Context: an optimization exercise on an open-source flow, tuned for small area and a short achievable clock period. The choices shown serve that exercise and are no tape-out recipe.
Function was checked by simulation only, so behaviour that the tests miss may differ from the original.

==> images/m1.png <==
The bar under the picture is 200 µm long.
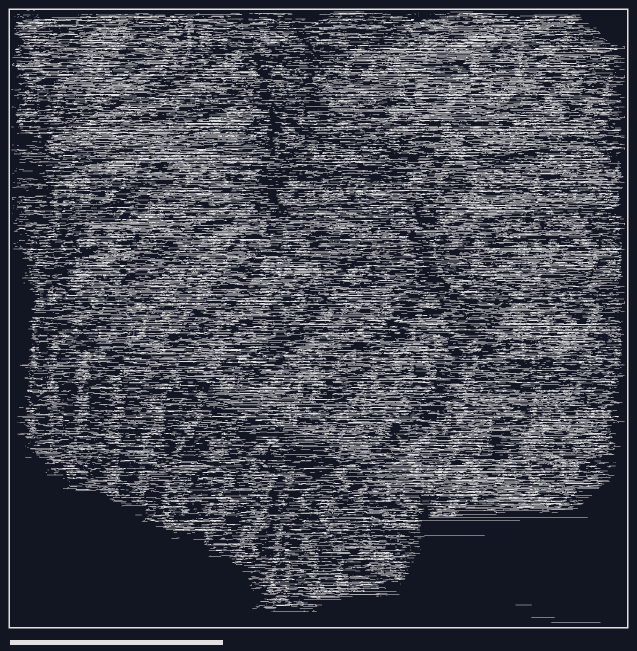
==> images/ff_map.png <==
The bar under the picture is 200 µm long. Other sequential cells in the stronger grey, the rest of the logic in the fainter grey.
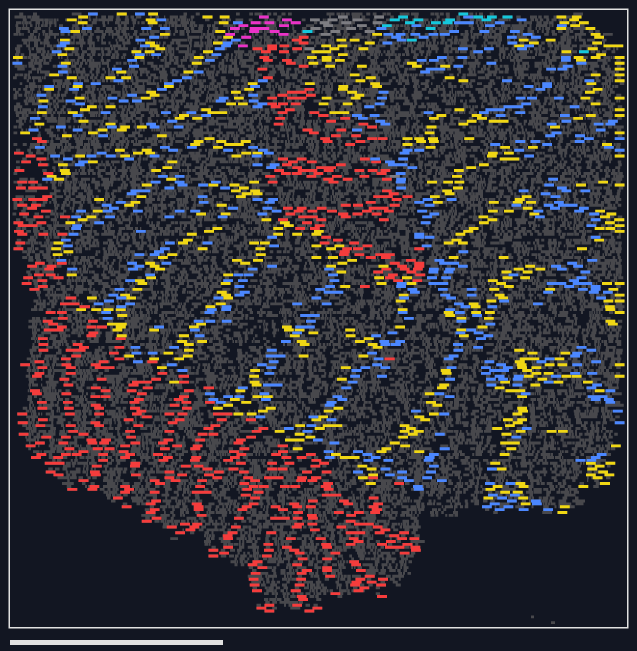
==> images/m2.png <==
The bar under the picture is 200 µm long.
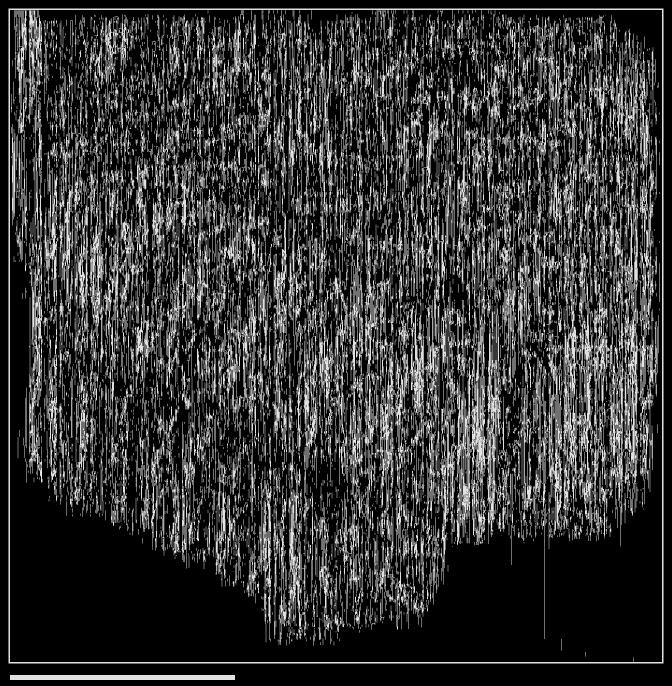
--- config.mk ---
export PLATFORM = sky130hd
export DESIGN_NAME = cordic
export DESIGN_NICKNAME = cordic
export VERILOG_FILES = /design/flow/design.v
export SDC_FILE = /design/flow/constraint.sdc
export NUM_CORES = 4
export LEC_CHECK = 0
export CAP_MARGIN = 20
export CORE_MARGIN = 2
export CORE_UTILIZATION = 45
export SLEW_MARGIN = 20
--- constraint.sdc ---
create_clock -name core_clock -period 5.5 [get_ports {clk}]
set_input_delay 1.1000 -clock core_clock [delete_from_list [all_inputs] [get_ports {clk}]]
set_output_delay 1.1000 -clock core_clock [all_outputs]
set_load 0.01 [all_outputs]
--- design.v ---
module cordic
  #(vectoring = 0,                                 
    width = 16,                                    
    iterations = width + 2,                        
    guard_bits = iterations - 1)                   
   (input  wire                       reset,       
    input  wire                       clk,         
    input  wire                       en,          
    input  wire  signed [width - 1:0] x0, y0, z0,  
    output logic signed [width    :0] x, y,        
    output logic signed [width - 1:0] z);          
   localparam logic signed [width - 1:0] pi_2 = 2**(width - 2);  
   function automatic logic signed [width + guard_bits - 1:0] atan_z(input integer i);
      case (i)
        0: atan_z = 33'd1073741824;
        1: atan_z = 33'd633866811;
        2: atan_z = 33'd334917815;
        3: atan_z = 33'd170009512;
        4: atan_z = 33'd85334662;
        5: atan_z = 33'd42708931;
        6: atan_z = 33'd21359677;
        7: atan_z = 33'd10680490;
        8: atan_z = 33'd5340327;
        9: atan_z = 33'd2670173;
        10: atan_z = 33'd1335088;
        11: atan_z = 33'd667544;
        12: atan_z = 33'd333772;
        13: atan_z = 33'd166886;
        14: atan_z = 33'd83443;
        15: atan_z = 33'd41722;
        16: atan_z = 33'd20861;
        17: atan_z = 33'd10430;
        default: atan_z = '0;
      endcase
   endfunction  
   logic signed [width + guard_bits    :0] xr[iterations + 1], yr[iterations + 1];
   logic signed [width + guard_bits - 1:0] zr[iterations + 1];
   always_ff @(posedge clk or posedge reset)
     if (reset)
       for (int i = 0; i < iterations + 1; ++i)
         begin
            xr[i] <= '0;
            yr[i] <= '0;
            zr[i] <= '0;
         end
     else
       if (en)
         for (int i = -1; i < iterations; ++i)
           if (i == -1)
             if (vectoring == 1)
               if (x0 < 0 && y0 >= 0)  
                 begin
                    xr[0] <= y0          << guard_bits;
                    yr[0] <= -x0         << guard_bits;
                    zr[0] <= (z0 + pi_2) << guard_bits;
                 end
               else if (x0 < 0 && y0 < 0)  
                 begin
                    xr[0] <= -y0         << guard_bits;
                    yr[0] <= x0          << guard_bits;
                    zr[0] <= (z0 - pi_2) << guard_bits;
                 end
               else
                 begin
                    xr[0] <= x0 << guard_bits;
                    yr[0] <= y0 << guard_bits;
                    zr[0] <= z0 << guard_bits;
                 end
             else
               if (z0[$left(z0)-:2] == 2'b10)  
                 begin
                    xr[0] <= y0          << guard_bits;
                    yr[0] <= -x0         << guard_bits;
                    zr[0] <= (z0 + pi_2) << guard_bits;
                 end
               else if (z0[$left(z0)-:2] == 2'b01)  
                 begin
                    xr[0] <= -y0         << guard_bits;
                    yr[0] <= x0          << guard_bits;
                    zr[0] <= (z0 - pi_2) << guard_bits;
                 end
               else
                 begin
                    xr[0] <= x0 << guard_bits;
                    yr[0] <= y0 << guard_bits;
                    zr[0] <= z0 << guard_bits;
                 end
           else
             if (vectoring == 1)
               if (yr[i] >= 0)
                 begin
                    xr[i + 1] <= xr[i] + (yr[i] >>> i);
                    yr[i + 1] <= yr[i] - (xr[i] >>> i);
                    zr[i + 1] <= zr[i] + atan_z(i);
                 end
               else
                 begin
                    xr[i + 1] <= xr[i] - (yr[i] >>> i);
                    yr[i + 1] <= yr[i] + (xr[i] >>> i);
                    zr[i + 1] <= zr[i] - atan_z(i);
                 end
             else
               if (zr[i] < 0)
                 begin
                    xr[i + 1] <= xr[i] + (yr[i] >>> i);
                    yr[i + 1] <= yr[i] - (xr[i] >>> i);
                    zr[i + 1] <= zr[i] + atan_z(i);
                 end
               else
                 begin
                    xr[i + 1] <= xr[i] - (yr[i] >>> i);
                    yr[i + 1] <= yr[i] + (xr[i] >>> i);
                    zr[i + 1] <= zr[i] - atan_z(i);
                 end
   always_ff @(posedge clk or posedge reset)
     if (reset)
       begin
          x <= '0;
          y <= '0;
          z <= '0;
       end
     else
       if (en)
         begin
            x <= round_result(xr[iterations]);
            y <= round_result(yr[iterations]);
            z <= round_result(zr[iterations]);
         end
   function signed [width:0] round_result(input signed [width + guard_bits:0] x);
      round_result = (x + 2**(guard_bits - 1)) >>> guard_bits;
   endfunction
endmodule
--- run.sh ---
#!/bin/bash
# synth_recipe.tcl (not shown) runs the flow's synth.tcl, then flattens the netlist and writes it again
# the make line also repeats each setting of config.mk as NAME=value (left out here)
make -C /OpenROAD-flow-scripts/flow DESIGN_CONFIG=/design/flow/config.mk WORK_HOME=/design/flow/orfs CLKGATE_MAP_FILE= SYNTH_SCRIPT=/design/flow/synth_recipe.tcl finish
==> key figures <==
Run status
  • Outcome: timing/DRC/antenna clean

Min path
  • Hold Crit Class: register to register
  • Startpoint of the tightest hold check path: zr[12][2]
  • Count of cells along the worst hold path: 1

Clock network
  • TritonCTS Sinks: 1,698
  • Clock latency on the worst-skew pair: 0.93 ns
  • Clk pin slew, worst setup/hold paths: 0.06 ns
  • Clock Root Buffer: sky130_fd_sc_hd__clkbuf_16
  • Number of buffers added by the clock tree synthesis step: 210
  • H-tree Lvls: 4
  • Bufs on Longest Clock Path: 4
  • CTS tree: built
  • Hold buffers post-CTS: 0

STA
  • Endpoints failing setup: 0
  • Achievable clock frequency: 0.198 GHz
  • Pin slew with the least headroom to its limit: 1.30 ns
  • Relative slew slack: 12.8%
  • Post-Route Hold Slack: 0.477 ns
  • Fraction of the cycle the final worst path needs: 92.0%
  • Min setup slack post-route: 0.442 ns
  • Accumulated negative setup slack: 0 ns
  • Max Transition Viols Final: 0
  • Final hold violation count: 0
  • Shortest clock period the worst path allows after layout: 5.06 ns
  • RSZ-0062 raised after global routing: no
  • Max Clock Skew: 0.0466 ns

Setup path
  • Critical path buffer and inverter count: 0
  • Class of the most critical setup path: register to register
  • Critical path startpoint: xr[10][12]
  • Cell family contributing the most delay on the critical path: compound AO/OA/AOI/OAI gates
  • Worst r2r path cells: 19
  • Reg2reg start: xr[10][12]
  • CP dominant cell by count: sky130_fd_sc_hd__a21oi_1
  • Highest-delay cell along the critical path: sky130_fd_sc_hd__or4_1
  • Data arrival time of the worst path: 5.83 ns
  • CP Data Required Time: 6.27 ns
  • Logic depth of the worst setup path including buffers: 19
  • Worst-path cell chain: or4_1, nor3_1, and2_1, and2_1, a21oi_1, xnor2_1, ha_1, a21oi_1, o21ai_0, a221o_1, a21oi_1, nor2b_1, o21ai_0, a21oi_1, a31oi_1, o21ai_1, a31oi_1, xnor2_1, mux2_2
  • Slowest stage delay, CP: 0.62 ns
  • Maximum fanout encountered on the critical timing path: 7
  • Type of destination of the critical path: register
  • Critical Path Source Type: register

Placed design
  • DPL Wire Length: 323 mm
  • Setup slack after placement: 0.487 ns
  • Gp weighted congestion: 0.929
  • Placed Cells incl. Taps: 20,900
  • Placed cell areas: 156,000 µm²
  • Count of input and output buffers: 100

Die
  • Height of the die: 579 µm
  • Full die area: 335,000 µm²
  • Standard-cell rows: 211
  • Floorplan core area: 330,000 µm²
  • Total I/O pin count: 101
  • Die Width: 579 µm
  • Effective utilization at floorplan: 45.1%

Global route
  • Number of global-route vias before repair: 117,000
  • Global Route Usage Sum: 24.2%
  • Number of antenna violations at the first check in global routing: 5
  • Residual overflow from global routing: 0
  • Largest net degree at the start of global routing: 203
  • Wire length of the first global-routing pass: 662 mm

Routing
  • Via density: 5.72
  • Number of remaining DRC errors: 0
  • WL per Instance: 19.5 µm
  • Pre-antenna DRT Iters: 6
  • Initial detailed-routing violation count: 8,163
  • Final ANT Viol Nets: 0

Logic synthesis
  • Synth top cells by count: sky130_fd_sc_hd__a21oi_1, sky130_fd_sc_hd__dfrtp_1, sky130_fd_sc_hd__ha_1
  • Total nets after synthesis: 18,400
  • Proportion of netlist area held by the largest area contributor: 28.6%
  • Synth warnings: 4
  • Top cells by area, synth: sky130_fd_sc_hd__dfrtp_1, sky130_fd_sc_hd__ha_1, sky130_fd_sc_hd__mux2_2
  • Most frequently used flop master after synthesis: sky130_fd_sc_hd__dfrtp_1
  • Number of instances in the synthesized netlist: 16,700
  • Async set-or-reset flop fraction in the synthesized netlist: 100%
  • Dominant cell by count in the synthesized netlist: sky130_fd_sc_hd__a21oi_1
  • Number of library cell types mapped by synthesis: 105
  • Biggest area consumer among synthesized cells: sky130_fd_sc_hd__dfrtp_1
  • Number of synthesized register bits: 1,698
  • Mean instance size in the synthesized netlist: 8.89 µm²
  • Area of the mapped netlist: 149,000 µm²
  • EDFF count, synth: 0
  • Sequential area share after synthesis: 28.6%

Cells and area
  • Final design area excluding fillers: 163,000 µm²
  • Final layout net count: 18,400
  • Synth-to-layout area growth: 9.62%
  • Share of cells above drive strength 1: 10.9%
  • Final Non-Filler Cells: 21,300

Run
  • Max-cap violations: 0
Back to the opening pictures, m1.png:
share of all routed wire = 48%
wire length on this layer = 199 mm
GRT met1 Usage: 34.3%
Total Wirelength: 415 mm

Back to the opening pictures, ff_map.png:
yellow -> `xr`  # sequential cells 544, where spread over the die
cyan -> `y`  # sequential cells 17
magenta -> `z`  # sequential cells 16, where top centre
blue -> `yr`  # sequential cells 542
red -> `zr`  # sequential cells 562
FF+latch area: 42,500 µm²
end-of-flow core utilization: 49.5%
Seq/total area: 26.1%

Back to the opening pictures, m2.png:
longest straight run = 124 µm
nets with wire on the layer = 15,165
GR met2 Demand/Resource: 38.4%
Vias: 122,000

state kept, by name (all words and copies together), names as in the netlist:
| register | count |
|---|---|
| zr | 562 |
| xr | 544 |
| x | 17 |
| z | 16 |
| y | 17 |
| yr | 542 |
worst paths after layout:
check	end	slack (ns)
max	yr[11][30]	0.44
min	zr[13][2]	0.48
max reg2reg	yr[11][30]	0.44
min reg2reg	zr[13][2]	0.48
max in group asynchronous	y[14]	3.23
min in group asynchronous	xr[11][22]	0.71
cell usage in the layout (no fill, tap or decap), types with 98 or more instances in the layout:
master,n
sky130_fd_sc_hd__a31oi_1,203
sky130_fd_sc_hd__clkbuf_16,216
sky130_fd_sc_hd__or3_1,102
sky130_fd_sc_hd__nand3_1,246
sky130_fd_sc_hd__nand2b_1,184
sky130_fd_sc_hd__nor2b_1,179
sky130_fd_sc_hd__and3_1,123
sky130_fd_sc_hd__nand2_1,984
sky130_fd_sc_hd__buf_4,184
sky130_fd_sc_hd__xor2_1,675
sky130_fd_sc_hd__inv_1,699
sky130_fd_sc_hd__nor4_1,98
sky130_fd_sc_hd__mux2i_1,138
sky130_fd_sc_hd__a21o_1,660
sky130_fd_sc_hd__xnor2_1,1329
sky130_fd_sc_hd__nor3_1,413
sky130_fd_sc_hd__ha_1,1568
sky130_fd_sc_hd__a211oi_1,158
sky130_fd_sc_hd__o31ai_1,120
sky130_fd_sc_hd__o21ai_0,768
sky130_fd_sc_hd__dfrtp_1,1682
sky130_fd_sc_hd__o21a_1,153
sky130_fd_sc_hd__o21bai_1,256
sky130_fd_sc_hd__o211ai_1,100
sky130_fd_sc_hd__a21oi_1,1787
sky130_fd_sc_hd__nor2_1,1369
sky130_fd_sc_hd__mux2_2,1113
area by class of cell:
class | count | area (µm²)
diodes | 4 | 10.0
clock buffers | 284 | 6050
clock inverters | 98 | 1480
fillers | 31600 | 167000
inverters | 706 | 2660
multi-input cells | 13800 | 102000
flip-flops and latches | 1698 | 42500
well taps | 4366 | 5460
repair buffers | 318 | 3090
stage by stage:
stage | utilization (%)
2_1_floorplan | -
3_3_place_gp | 47.2
3_5_place_dp | 47.2
4_1_cts | 49.5
5_1_grt | 49.5
6_report | 49.5
repair_timing:
| item | 4_1_cts | 5_1_grt |
|---|---|---|
| gates resized for setup | 0 | 5 |
| endpoints found under the hold margin | 0 | 0 |
| setup endpoints to repair | 0 | 9 |
| buffers inserted | 0 | 0 |
per-layer routing:
layer  global-route usage (%)  part of all wire (%)  vias to the layer above
li1                         -                     -                    60800
met1                     34.3                    48                    58400
met2                     38.4                    44                     2235
met3                     2.39                   4.0                      560
met4                     8.38                   3.7                        0
met5                        0                     0                        -
logic make-up after synthesis:
| logic type | Yosys count | share of synthesized area [%] |
|---|---|---|
| buffers and inverters | 1192 | 3.01 |
| AOI/OAI and AO/OA | 4841 | 20.4 |
| xor gates and xnor gates | 2005 | 11.8 |
| DFF | 1698 | 28.6 |
| muxes | 1251 | 9.35 |
| adders and majority gates | 1614 | 13.8 |
| and+or+nand+nor | 4132 | 13.1 |

[afterwards: timing with drivers on the ports]
In the flow no input, the clock included, has a driving cell. The finished layout below was timed again as built, in two steps. Step 1: set_driving_cell puts a clkbuf_16 on clk and a buf_2 on each other input, an assumption about the parent block. Step 2 also shifts input and output timing later by t, the mid clock arrival at the registers, as if the neighbouring blocks saw the same clock. Three values: no drivers, after step 1, after step 2; two values: the first two.
t, ns: 1.006
setup slack, ns: 0.442 / 0.442 / 0.442
latest minus earliest clock arrival (ns): 0.061 / 0.061
worst register clock-pin slew, ns: 0.07 / 0.07
worst slew at a driven data input, ns: 0.08
After both steps this run still meets setup and hold. For this run, drivers alone change the setup slack by 0.000 ns; drivers and shift together by 0.000 ns.
